This is an optimization exercise on Yosys and OpenROAD, whose aim is small area and a short achievable clock period, not a production implementation. The RTL was checked by simulation tests, not by an equivalence proof against the original design.

$ cat flow/config.mk
export PLATFORM = sky130hd
export DESIGN_NAME = fft_4x4_2d
export DESIGN_NICKNAME = fft_4x4_2d
export VERILOG_FILES = /design/flow/design.v
export SDC_FILE = /design/flow/constraint.sdc
export NUM_CORES = 4
export LEC_CHECK = 0
export CAP_MARGIN = 20
export CORE_MARGIN = 2
export CORE_UTILIZATION = 40
export SLEW_MARGIN = 20
$ cat flow/constraint.sdc
create_clock -name core_clock -period 8.0 [get_ports {clk}]
set_input_delay 1.6000 -clock core_clock [delete_from_list [all_inputs] [get_ports {clk}]]
set_output_delay 1.6000 -clock core_clock [all_outputs]
set_load 0.01 [all_outputs]
$ cat flow/design.v
`timescale 1ns / 1ps
module fft_4point_1 (
    input [15:0] a0_real, a1_real, a2_real, a3_real,  
    output wire [15:0] G0_real, G1_real, G2_real, G3_real,  
    output wire [15:0] G0_imag, G1_imag, G2_imag, G3_imag   
);
    wire signed [15:0] B0_real, B1_real, B2_real, B3_real;
    assign B0_real = a0_real + a2_real;
    assign B1_real = a0_real - a2_real;
    assign B2_real = a1_real + a3_real;
    assign B3_real = a1_real - a3_real;
    assign G0_real = B0_real + B2_real;
    assign G1_real = B1_real;
    assign G2_real = B0_real - B2_real;
    assign G3_real = B1_real;
    assign G0_imag = 16'sd0;        
    assign G1_imag = -B3_real;
    assign G2_imag = 16'sd0;        
    assign G3_imag = B3_real;
endmodule
`timescale 1ns / 1ps
module fft_4point_2 (
    input [15:0] a0_real, a1_real, a2_real, a3_real,  
    input [15:0] a0_imag, a1_imag, a2_imag, a3_imag,  
    output wire [15:0] G0_real, G1_real, G2_real, G3_real,  
    output wire [15:0] G0_imag, G1_imag, G2_imag, G3_imag   
);
    wire signed [15:0] B0_real, B1_real, B2_real, B3_real;
    wire signed [15:0] B0_imag, B1_imag, B2_imag, B3_imag;
    assign B0_real = a0_real + a2_real;
    assign B1_real = a0_real - a2_real;
    assign B2_real = a1_real + a3_real;
    assign B3_real = a1_real - a3_real;
    assign B0_imag = a0_imag + a2_imag;
    assign B1_imag = a0_imag - a2_imag;
    assign B2_imag = a1_imag + a3_imag;
    assign B3_imag = a1_imag - a3_imag;
    assign G0_real = B0_real + B2_real;
    assign G1_real = B1_real + B3_imag;
    assign G2_real = B0_real - B2_real;
    assign G3_real = B1_real - B3_imag;
    assign G0_imag = B0_imag + B2_imag;
    assign G1_imag = B1_imag - B3_real;
    assign G2_imag = B0_imag - B2_imag;
    assign G3_imag = B1_imag + B3_real;
endmodule
`timescale 1ns / 1ps
module fft_control_unit (
    input clk,
    input reset,
    input start,
    output reg data_valid,
    output reg done,
    input fft_done,          
    output reg enable_block1,
    output reg enable_block2,
    output reg enable_block3,
    output reg enable_block4
);
    parameter IDLE     = 3'b000,
              INPUT1   = 3'b001,
              INPUT2   = 3'b010,
              INPUT3   = 3'b011,
              INPUT4   = 3'b100,
              FINALIZE = 3'b101; 
    reg [2:0] state, next_state;
    always @(posedge clk or posedge reset) begin
        if (reset) begin
            state <= IDLE;
        end else begin
            state <= next_state;
        end
    end
    always @(*) begin
        data_valid    = 1'b0;
        done          = 1'b0;
        enable_block1 = 1'b0;
        enable_block2 = 1'b0;
        enable_block3 = 1'b0;
        enable_block4 = 1'b0;
        next_state    = state;  
        case (state)
            IDLE: begin
                if (start) begin
                    next_state    = INPUT1;
                    enable_block1 = 1'b1;
                    data_valid    = 1'b1;
                end
            end
            INPUT1: begin  
                data_valid    = 1'b1;
                enable_block2 = 1'b1;  
                next_state    = INPUT2;
            end
            INPUT2: begin  
                data_valid    = 1'b1;
                enable_block3 = 1'b1;
                next_state    = INPUT3;
            end
            INPUT3: begin  
                data_valid    = 1'b1;
                enable_block4 = 1'b1;  
                next_state    = INPUT4;
            end
            INPUT4: begin  
                data_valid    = 1'b1;  
                next_state    = FINALIZE;
            end
            FINALIZE: begin
                if (fft_done) begin      
                    done       = 1'b1;   
                    next_state = IDLE;   
                end else begin
                    next_state = FINALIZE;  
                end
            end
            default: begin
                next_state = IDLE;
            end
        endcase
    end
endmodule
`timescale 1ns / 1ps
module fft_data_unit (
    input clk,
    input reset,
    input enable_block1, enable_block2, enable_block3, enable_block4,
    input data_valid, 
    input [15:0] din_real_0, din_real_1, din_real_2, din_real_3,
    output reg [15:0] dout_real_0, dout_real_1, dout_real_2, dout_real_3, dout_real_4, dout_real_5, dout_real_6, dout_real_7,
                        dout_real_8, dout_real_9, dout_real_10, dout_real_11, dout_real_12, dout_real_13, dout_real_14, dout_real_15,
    output reg [15:0] dout_imag_0, dout_imag_1, dout_imag_2, dout_imag_3, dout_imag_4, dout_imag_5, dout_imag_6, dout_imag_7,
                        dout_imag_8, dout_imag_9, dout_imag_10, dout_imag_11, dout_imag_12, dout_imag_13, dout_imag_14, dout_imag_15,
    output reg fft_done  
);
    reg [15:0] stage1_real [0:15];
    wire [15:0] stage2_real [0:15], stage2_imag [0:15];
    wire [15:0] wire_output_real [0:15], wire_output_imag [0:15];
    integer i;    
    always @(posedge clk or posedge reset) begin
        if (reset) begin
            for (i = 0; i < 16; i = i + 1) begin
                stage1_real[i] <= 16'sd0;
            end
            fft_done <= 1'b0;
            dout_real_0 <= 16'sd0; dout_imag_0 <= 16'sd0; dout_real_1 <= 16'sd0; dout_imag_1 <= 16'sd0;
            dout_real_2 <= 16'sd0; dout_imag_2 <= 16'sd0; dout_real_3 <= 16'sd0; dout_imag_3 <= 16'sd0;
            dout_real_4 <= 16'sd0; dout_imag_4 <= 16'sd0; dout_real_5 <= 16'sd0; dout_imag_5 <= 16'sd0;
            dout_real_6 <= 16'sd0; dout_imag_6 <= 16'sd0; dout_real_7 <= 16'sd0; dout_imag_7 <= 16'sd0;
            dout_real_8 <= 16'sd0; dout_imag_8 <= 16'sd0; dout_real_9 <= 16'sd0; dout_imag_9 <= 16'sd0;
            dout_real_10 <= 16'sd0; dout_imag_10 <= 16'sd0; dout_real_11 <= 16'sd0; dout_imag_11 <= 16'sd0;
            dout_real_12 <= 16'sd0; dout_imag_12 <= 16'sd0; dout_real_13 <= 16'sd0; dout_imag_13 <= 16'sd0;
            dout_real_14 <= 16'sd0; dout_imag_14 <= 16'sd0; dout_real_15 <= 16'sd0; dout_imag_15 <= 16'sd0;
        end else begin
            if (data_valid) begin
                case ({enable_block1, enable_block2, enable_block3, enable_block4})
                    4'b1000: begin
                        stage1_real[0] <= din_real_0;
                        stage1_real[1] <= din_real_1;
                        stage1_real[2] <= din_real_2;
                        stage1_real[3] <= din_real_3;
                        for (i = 4; i < 16; i = i + 1) begin
                            stage1_real[i] <= 16'sd0;
                        end
                    end
                    4'b0100: begin
                        stage1_real[4] <= din_real_0;
                        stage1_real[5] <= din_real_1;
                        stage1_real[6] <= din_real_2;
                        stage1_real[7] <= din_real_3;
                        for (i = 8; i < 16; i = i + 1) begin
                            stage1_real[i] <= 16'sd0;
                        end
                    end
                    4'b0010: begin
                        stage1_real[8] <= din_real_0;
                        stage1_real[9] <= din_real_1;
                        stage1_real[10] <= din_real_2;
                        stage1_real[11] <= din_real_3;
                        for (i = 12; i < 16; i = i + 1) begin
                            stage1_real[i] <= 16'sd0;
                        end
                    end
                    4'b0001: begin
                        stage1_real[12] <= din_real_0;
                        stage1_real[13] <= din_real_1;
                        stage1_real[14] <= din_real_2;
                        stage1_real[15] <= din_real_3;
                        fft_done <= 1'b1;  
                    end
                    default: begin
                    end
                endcase
            end
            if (fft_done && !data_valid) begin  
                fft_done <= 1'b0;
            end
            if (fft_done) begin  
                dout_real_0 <= wire_output_real[0]; dout_real_1 <= wire_output_real[1]; dout_imag_0 <= wire_output_imag[0]; dout_imag_1 <= wire_output_imag[1];
                dout_real_2 <= wire_output_real[2]; dout_real_3 <= wire_output_real[3]; dout_imag_2 <= wire_output_imag[2]; dout_imag_3 <= wire_output_imag[3];
                dout_real_4 <= wire_output_real[4]; dout_real_5 <= wire_output_real[5]; dout_imag_4 <= wire_output_imag[4]; dout_imag_5 <= wire_output_imag[5];
                dout_real_6 <= wire_output_real[6]; dout_real_7 <= wire_output_real[7]; dout_imag_6 <= wire_output_imag[6]; dout_imag_7 <= wire_output_imag[7];
                dout_real_8 <= wire_output_real[8]; dout_real_9 <= wire_output_real[9]; dout_imag_8 <= wire_output_imag[8]; dout_imag_9 <= wire_output_imag[9];
                dout_real_10 <= wire_output_real[10]; dout_real_11 <= wire_output_real[11]; dout_imag_10 <= wire_output_imag[10]; dout_imag_11 <= wire_output_imag[11];
                dout_real_12 <= wire_output_real[12]; dout_real_13 <= wire_output_real[13]; dout_imag_12 <= wire_output_imag[12]; dout_imag_13 <= wire_output_imag[13];
                dout_real_14 <= wire_output_real[14]; dout_real_15 <= wire_output_real[15]; dout_imag_14 <= wire_output_imag[14]; dout_imag_15 <= wire_output_imag[15];
            end
        end
    end
    fft_4point_1 stage1_0 (
        .a0_real(stage1_real[0]), .a1_real(stage1_real[1]),
        .a2_real(stage1_real[2]), .a3_real(stage1_real[3]),
        .G0_real(stage2_real[0]), .G1_real(stage2_real[1]),
        .G2_real(stage2_real[2]), .G3_real(stage2_real[3]),
        .G0_imag(stage2_imag[0]), .G1_imag(stage2_imag[1]),
        .G2_imag(stage2_imag[2]), .G3_imag(stage2_imag[3])
    );
    fft_4point_1 stage1_1 (
        .a0_real(stage1_real[4]), .a1_real(stage1_real[5]),
        .a2_real(stage1_real[6]), .a3_real(stage1_real[7]),
        .G0_real(stage2_real[4]), .G1_real(stage2_real[5]),
        .G2_real(stage2_real[6]), .G3_real(stage2_real[7]),
        .G0_imag(stage2_imag[4]), .G1_imag(stage2_imag[5]),
        .G2_imag(stage2_imag[6]), .G3_imag(stage2_imag[7])
    );
    fft_4point_1 stage1_2 (
        .a0_real(stage1_real[8]), .a1_real(stage1_real[9]),
        .a2_real(stage1_real[10]), .a3_real(stage1_real[11]),
        .G0_real(stage2_real[8]), .G1_real(stage2_real[9]),
        .G2_real(stage2_real[10]), .G3_real(stage2_real[11]),
        .G0_imag(stage2_imag[8]), .G1_imag(stage2_imag[9]),
        .G2_imag(stage2_imag[10]), .G3_imag(stage2_imag[11])
    );
    fft_4point_1 stage1_3 (
        .a0_real(stage1_real[12]), .a1_real(stage1_real[13]),
        .a2_real(stage1_real[14]), .a3_real(stage1_real[15]),
        .G0_real(stage2_real[12]), .G1_real(stage2_real[13]),
        .G2_real(stage2_real[14]), .G3_real(stage2_real[15]),
        .G0_imag(stage2_imag[12]), .G1_imag(stage2_imag[13]),
        .G2_imag(stage2_imag[14]), .G3_imag(stage2_imag[15])
    );
    fft_4point_2 stage2_0 (
        .a0_real(stage2_real[0]), .a1_real(stage2_real[4]),
        .a2_real(stage2_real[8]), .a3_real(stage2_real[12]),
        .a0_imag(stage2_imag[0]), .a1_imag(stage2_imag[4]),
        .a2_imag(stage2_imag[8]), .a3_imag(stage2_imag[12]),
        .G0_real(wire_output_real[0]), .G1_real(wire_output_real[4]),
        .G2_real(wire_output_real[8]), .G3_real(wire_output_real[12]),
        .G0_imag(wire_output_imag[0]), .G1_imag(wire_output_imag[4]),
        .G2_imag(wire_output_imag[8]), .G3_imag(wire_output_imag[12])
    );
    fft_4point_2 stage2_1 (
        .a0_real(stage2_real[1]), .a1_real(stage2_real[5]),
        .a2_real(stage2_real[9]), .a3_real(stage2_real[13]),
        .a0_imag(stage2_imag[1]), .a1_imag(stage2_imag[5]),
        .a2_imag(stage2_imag[9]), .a3_imag(stage2_imag[13]),
        .G0_real(wire_output_real[1]), .G1_real(wire_output_real[5]),
        .G2_real(wire_output_real[9]), .G3_real(wire_output_real[13]),
        .G0_imag(wire_output_imag[1]), .G1_imag(wire_output_imag[5]),
        .G2_imag(wire_output_imag[9]), .G3_imag(wire_output_imag[13])
    );
    fft_4point_2 stage2_2 (
        .a0_real(stage2_real[2]), .a1_real(stage2_real[6]),
        .a2_real(stage2_real[10]), .a3_real(stage2_real[14]),
        .a0_imag(stage2_imag[2]), .a1_imag(stage2_imag[6]),
        .a2_imag(stage2_imag[10]), .a3_imag(stage2_imag[14]),
        .G0_real(wire_output_real[2]), .G1_real(wire_output_real[6]),
        .G2_real(wire_output_real[10]), .G3_real(wire_output_real[14]),
        .G0_imag(wire_output_imag[2]), .G1_imag(wire_output_imag[6]),
        .G2_imag(wire_output_imag[10]), .G3_imag(wire_output_imag[14])
    );
    fft_4point_2 stage2_3 (
        .a0_real(stage2_real[3]), .a1_real(stage2_real[7]),
        .a2_real(stage2_real[11]), .a3_real(stage2_real[15]),
        .a0_imag(stage2_imag[3]), .a1_imag(stage2_imag[7]),
        .a2_imag(stage2_imag[11]), .a3_imag(stage2_imag[15]),
        .G0_real(wire_output_real[3]), .G1_real(wire_output_real[7]),
        .G2_real(wire_output_real[11]), .G3_real(wire_output_real[15]),
        .G0_imag(wire_output_imag[3]), .G1_imag(wire_output_imag[7]),
        .G2_imag(wire_output_imag[11]), .G3_imag(wire_output_imag[15])
    );
endmodule
`timescale 1ns / 1ps
module fft_4x4_2d (
    input clk, reset, start,
    input [15:0] din_real_0, din_real_1, din_real_2, din_real_3,
    output wire [15:0] dout_real_0, dout_real_1, dout_real_2, dout_real_3, dout_real_4, dout_real_5, dout_real_6, dout_real_7,
                         dout_real_8, dout_real_9, dout_real_10, dout_real_11, dout_real_12, dout_real_13, dout_real_14, dout_real_15,
    output wire [15:0] dout_imag_0, dout_imag_1, dout_imag_2, dout_imag_3, dout_imag_4, dout_imag_5, dout_imag_6, dout_imag_7,
                         dout_imag_8, dout_imag_9, dout_imag_10, dout_imag_11, dout_imag_12, dout_imag_13, dout_imag_14, dout_imag_15,
    output wire done
);
    wire data_valid_internal;  wire fft_done_internal; 
    wire enable_block1_internal, enable_block2_internal, enable_block3_internal, enable_block4_internal;
    fft_control_unit CU_inst (
        .clk(clk), .reset(reset), .start(start), .fft_done(fft_done_internal),
        .data_valid(data_valid_internal), 
        .enable_block1(enable_block1_internal), .enable_block2(enable_block2_internal),
        .enable_block3(enable_block3_internal), .enable_block4(enable_block4_internal),
        .done(done)
    ); 
    fft_data_unit DU_inst (
        .clk(clk), .reset(reset),
        .data_valid(data_valid_internal), 
        .enable_block1(enable_block1_internal), .enable_block2(enable_block2_internal),
        .enable_block3(enable_block3_internal), .enable_block4(enable_block4_internal),
        .din_real_0(din_real_0), .din_real_1(din_real_1), .din_real_2(din_real_2), .din_real_3(din_real_3),
        .dout_real_0(dout_real_0), .dout_real_1(dout_real_1), .dout_real_2(dout_real_2), .dout_real_3(dout_real_3),
        .dout_real_4(dout_real_4), .dout_real_5(dout_real_5), .dout_real_6(dout_real_6), .dout_real_7(dout_real_7),
        .dout_real_8(dout_real_8), .dout_real_9(dout_real_9), .dout_real_10(dout_real_10), .dout_real_11(dout_real_11),
        .dout_real_12(dout_real_12), .dout_real_13(dout_real_13), .dout_real_14(dout_real_14), .dout_real_15(dout_real_15),
        .dout_imag_0(dout_imag_0), .dout_imag_1(dout_imag_1), .dout_imag_2(dout_imag_2), .dout_imag_3(dout_imag_3),
        .dout_imag_4(dout_imag_4), .dout_imag_5(dout_imag_5), .dout_imag_6(dout_imag_6), .dout_imag_7(dout_imag_7),
        .dout_imag_8(dout_imag_8), .dout_imag_9(dout_imag_9), .dout_imag_10(dout_imag_10), .dout_imag_11(dout_imag_11),
        .dout_imag_12(dout_imag_12), .dout_imag_13(dout_imag_13), .dout_imag_14(dout_imag_14), .dout_imag_15(dout_imag_15),
        .fft_done(fft_done_internal)
    );
endmodule
$ cat flow/run.sh
#!/bin/bash
# synth_recipe.tcl (not shown) runs the flow's synth.tcl, then flattens the netlist and writes it again
# the make line also repeats each setting of config.mk as NAME=value (left out here)
make -C /OpenROAD-flow-scripts/flow DESIGN_CONFIG=/design/flow/config.mk WORK_HOME=/design/flow/orfs CLKGATE_MAP_FILE= SYNTH_SCRIPT=/design/flow/synth_recipe.tcl finish
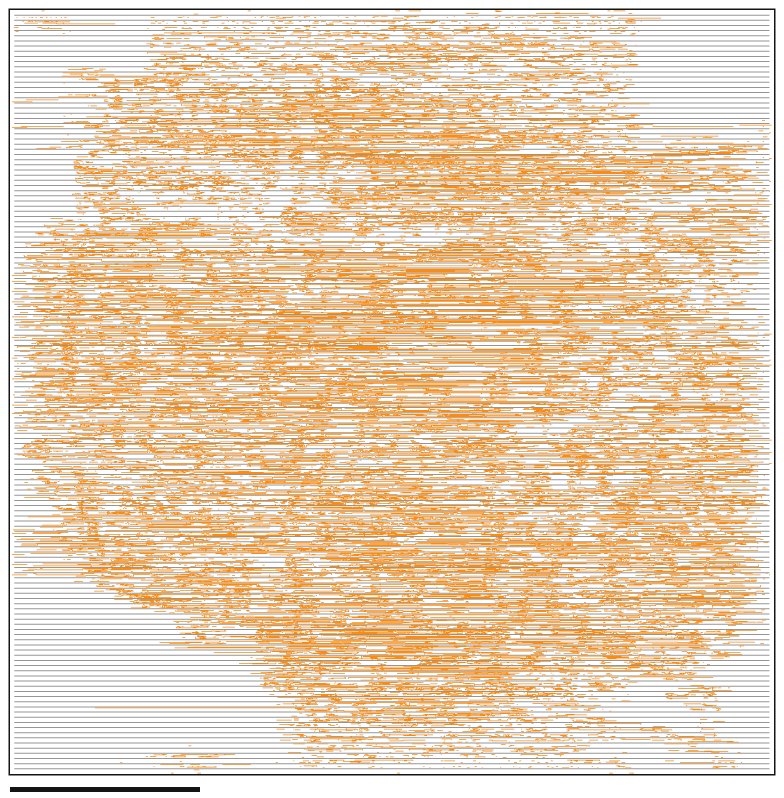
Fig. 1. The metal 1 layer.
Bar = 100 um. Supply wires on this layer in gray.
The longest straight run is 185 um. 8,112 nets have wire on it. The layer carries 104 mm of wire. The wires run mostly horizontal. The layer holds 47% of the routed length.
total via count after detailed routing: 54,600
routed wire length: 224,000 um
met1 usage in global routing: 38.2%

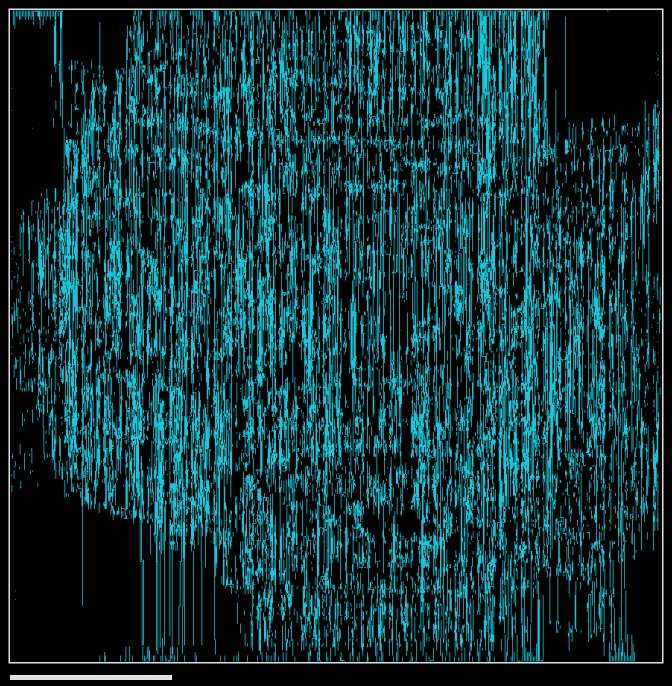
Fig. 2. M2 wires.
Bar = 100 um.
7,374 nets have wire on it. The layer carries 98.2 mm of wire. The longest straight run is 178 um. The wires run mostly vertical.
GR met2 Demand/Resource: 42.0%

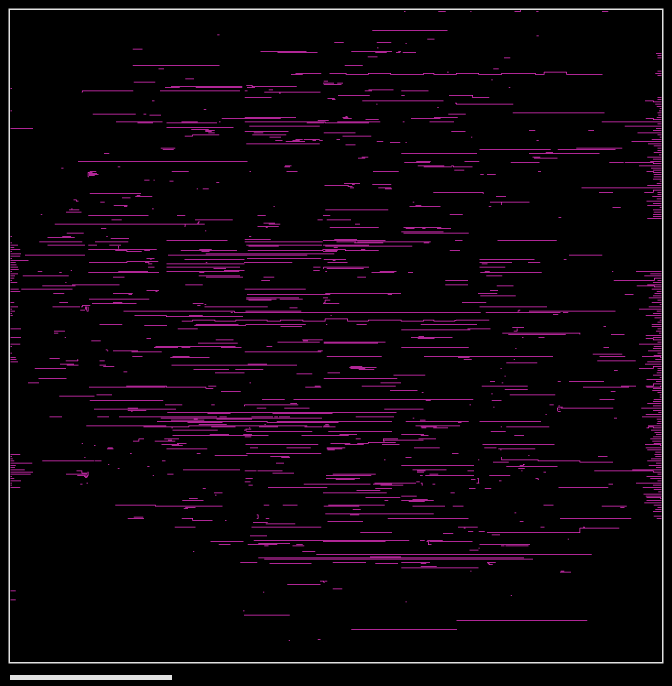
Fig. 3. The metal 3 layer.
Bar = 100 um.
761 nets have wire on it. The layer carries 13,900 um of wire. The longest straight run is 170 um. The wires run mostly horizontal.
met3 Use GR: 3.07%

[kinds of logic after synthesis]
logic type                 synth area share, %
AOI/OAI and AO/OA                         19.5
other                                  0.00590
xor gates and xnor gates                  11.4
muxes                                     2.61
DFF                                       24.8
and+or+nand+nor                           12.6
buffers and inverters                     8.82
adders and majority gates                 20.2
[metrics by stage]
stage                     utilization [%]  worst slack [ns]  cells
after global placement               44.2              1.00   9942
after CTS                            46.0             0.889  10100
after floorplan                         -             -2.20   7721
after global routing                 46.0             0.235  10100
final                                46.0             0.803  10100
after detailed placement             44.2             0.952   9944
[worst max path at each step]
stage                                           start                                  end  slack (ns)  cells past startpoint
3_3_place_gp   DU_inst.stage1_real[13][0]$_DFFE_PP0P_  DU_inst.dout_real_0[15]$_DFFE_PP0P_        1.00                     27
6_report       DU_inst.stage1_real[15][0]$_DFFE_PP0P_  DU_inst.dout_real_0[15]$_DFFE_PP0P_        0.80                     27
5_1_grt        DU_inst.stage1_real[14][1]$_DFFE_PP0P_  DU_inst.dout_real_0[15]$_DFFE_PP0P_        0.24                     29
3_5_place_dp   DU_inst.stage1_real[15][0]$_DFFE_PP0P_  DU_inst.dout_real_0[15]$_DFFE_PP0P_        0.95                     27
4_1_cts        DU_inst.stage1_real[15][0]$_DFFE_PP0P_  DU_inst.dout_real_0[15]$_DFFE_PP0P_        0.89                     27
2_1_floorplan                                   reset         CU_inst.state[0]$_DFFE_PP0P_       -2.20                      1
[layer usage]
metal | global-route usage (%) | part of all wire (%) | vias up
li1 | - | - | 26300
met1 | 38.2 | 47 | 26500
met2 | 42.0 | 44 | 1649
met3 | 3.07 | 6.2 | 237
met4 | 8.64 | 3.3 | 2
met5 | 0 | 0.0085 | -
[critical path, delay by kind of cell, from the launching register on]
| kind | cells | cell delay (ns) |
|---|---|---|
| AOI/OAI and AO/OA | 13 | 3.00 |
| xor gates and xnor gates | 2 | 0.28 |
| adders and majority gates | 5 | 1.81 |
| buffers and inverters | 2 | 0.23 |
| DFF | 1 | 0.40 |
| muxes | 2 | 0.66 |
| and+or+nand+nor | 3 | 0.69 |
[cell usage in the layout, fill, tap and decap left out, types with 108 or more instances in the layout]
cell	n
sky130_fd_sc_hd__nand2_1	447
sky130_fd_sc_hd__a21oi_1	778
sky130_fd_sc_hd__xnor2_1	654
sky130_fd_sc_hd__nor3_1	136
sky130_fd_sc_hd__o21ai_0	323
sky130_fd_sc_hd__nand3_1	108
sky130_fd_sc_hd__mux2_2	142
sky130_fd_sc_hd__nor2_1	670
sky130_fd_sc_hd__a21o_1	111
sky130_fd_sc_hd__clkdlybuf4s50_1	515
sky130_fd_sc_hd__xor2_1	146
sky130_fd_sc_hd__dfrtp_1	629
sky130_fd_sc_hd__o21bai_1	232
sky130_fd_sc_hd__ha_1	926
sky130_fd_sc_hd__inv_1	937
[cell type report]
class	instances	area share, %
diodes	3	0.0103
clock buffers	118	3.32
clock inverters	38	0.631
inverters	945	4.88
multi-input cells	5744	58.3
flip-flops and latches	630	21.7
well taps	2072	3.56
repair buffers	553	7.58
[registers in the layout, indices dropped and copies added (netlist names), 16 cells and up]
| register | count |
|---|---|
| DU_inst.dout_imag_3 | 16 |
| DU_inst.dout_imag_4 | 16 |
| DU_inst.dout_imag_6 | 16 |
| DU_inst.dout_imag_7 | 16 |
| DU_inst.dout_real_0 | 16 |
| DU_inst.dout_real_1 | 16 |
| DU_inst.dout_real_10 | 16 |
| DU_inst.dout_real_15 | 16 |
| DU_inst.dout_real_4 | 16 |
| DU_inst.dout_real_6 | 16 |
| DU_inst.stage1_real | 256 |
==> results.env <==
FINALMAXSLEWVIOLATIONS=0
SINKS_ON_THE_CLOCK_NET=630
DRC=0
DIEWIDTH_UM=403
TIMING.CRITICAL_PATH.FROM_TYPE='register'
TRITONCTS_CLOCK_TREE='done'
HOLDBUFCOUNTCTS=0
SYNTH_ENABLE_FLOP_CELLS=0
FINALSETUPTNS_NS=0
TIMING.SLEW.HEADROOM_PCT=15.0
YS_SEQ_ELEMENTS=630
FINALSETUPVIOLATIONS=0
HOLD_PATH_END='DU_inst.dout_real_0[8]$_DFFE_PP0P_'
WORSTPATHREQUIRED_NS=8.59
RUN_STATUS='complete, no violations'
ROOT_BUFFER='sky130_fd_sc_hd__clkbuf_16'
HOLD-WORST-SLACK_NS=0.477
FINALINSTANCEAREA_MM2=0.0728
BUFFER_PORTS.INSERTED=515
FINAL_HOLD_VIOL_COUNT=0
SYNTH_ASYNC_SR_FLOP_SHARE_PCT=100
GRT_PASS1_VIAS=51100
CLK_PIN_SLEW_NS=0.06
PLACED_AREA_MM2=0.0699
CTS.PATH.MAX_BUFFERS=3
FMAXACHIEVABLE_MHz=139
SYN-CELL-AREA_MM2=0.0635
TIMING.CRITICAL_PATH.ARRIVAL_NS=7.78
SYN-INSTANCE-COUNT=7658
CRIT_FANOUT=7
SYNTH_AREA_LEADER_CELL='sky130_fd_sc_hd__dfrtp_1'
GRT_SETUP_UNREPAIRED='false'
NUM-FILL-CELLS=15500
AVERAGE_FOOTPRINT_OF_A_SYNTHESIZED_CELL_UM2=8.30
GLOBALROUTEOVERFLOWTOTAL=0
SYNTH_SEQUENTIAL_AREA_RATIO_PCT=24.8
WHS_PATH_DEPTH=2

==> port drivers added, routing unchanged <==
The results above use ideal ports. As a check the final layout listed here was re-extracted and re-timed, cells and wires unchanged. Step 1: set_driving_cell puts a clkbuf_16 on clk and a buf_2 on each other input, an assumption about the parent block. Step 2 also shifts input and output timing later by t, the mid clock arrival at the registers, as if the neighbouring blocks saw the same clock. Three values: no drivers, after step 1, after step 2; two values: the first two.
t (ns): 0.786
setup slack, ns: 0.803 / 0.803 / 0.803
hold slack, ns: 0.477 / 0.477 / 0.477
worst register clock-pin slew, ns: 0.07 / 0.07
worst slew at a driven data input, ns: 0.09
After both steps this run still meets setup and hold. The setup slack of this run moves by 0.000 ns with the drivers and by 0.000 ns with both steps.
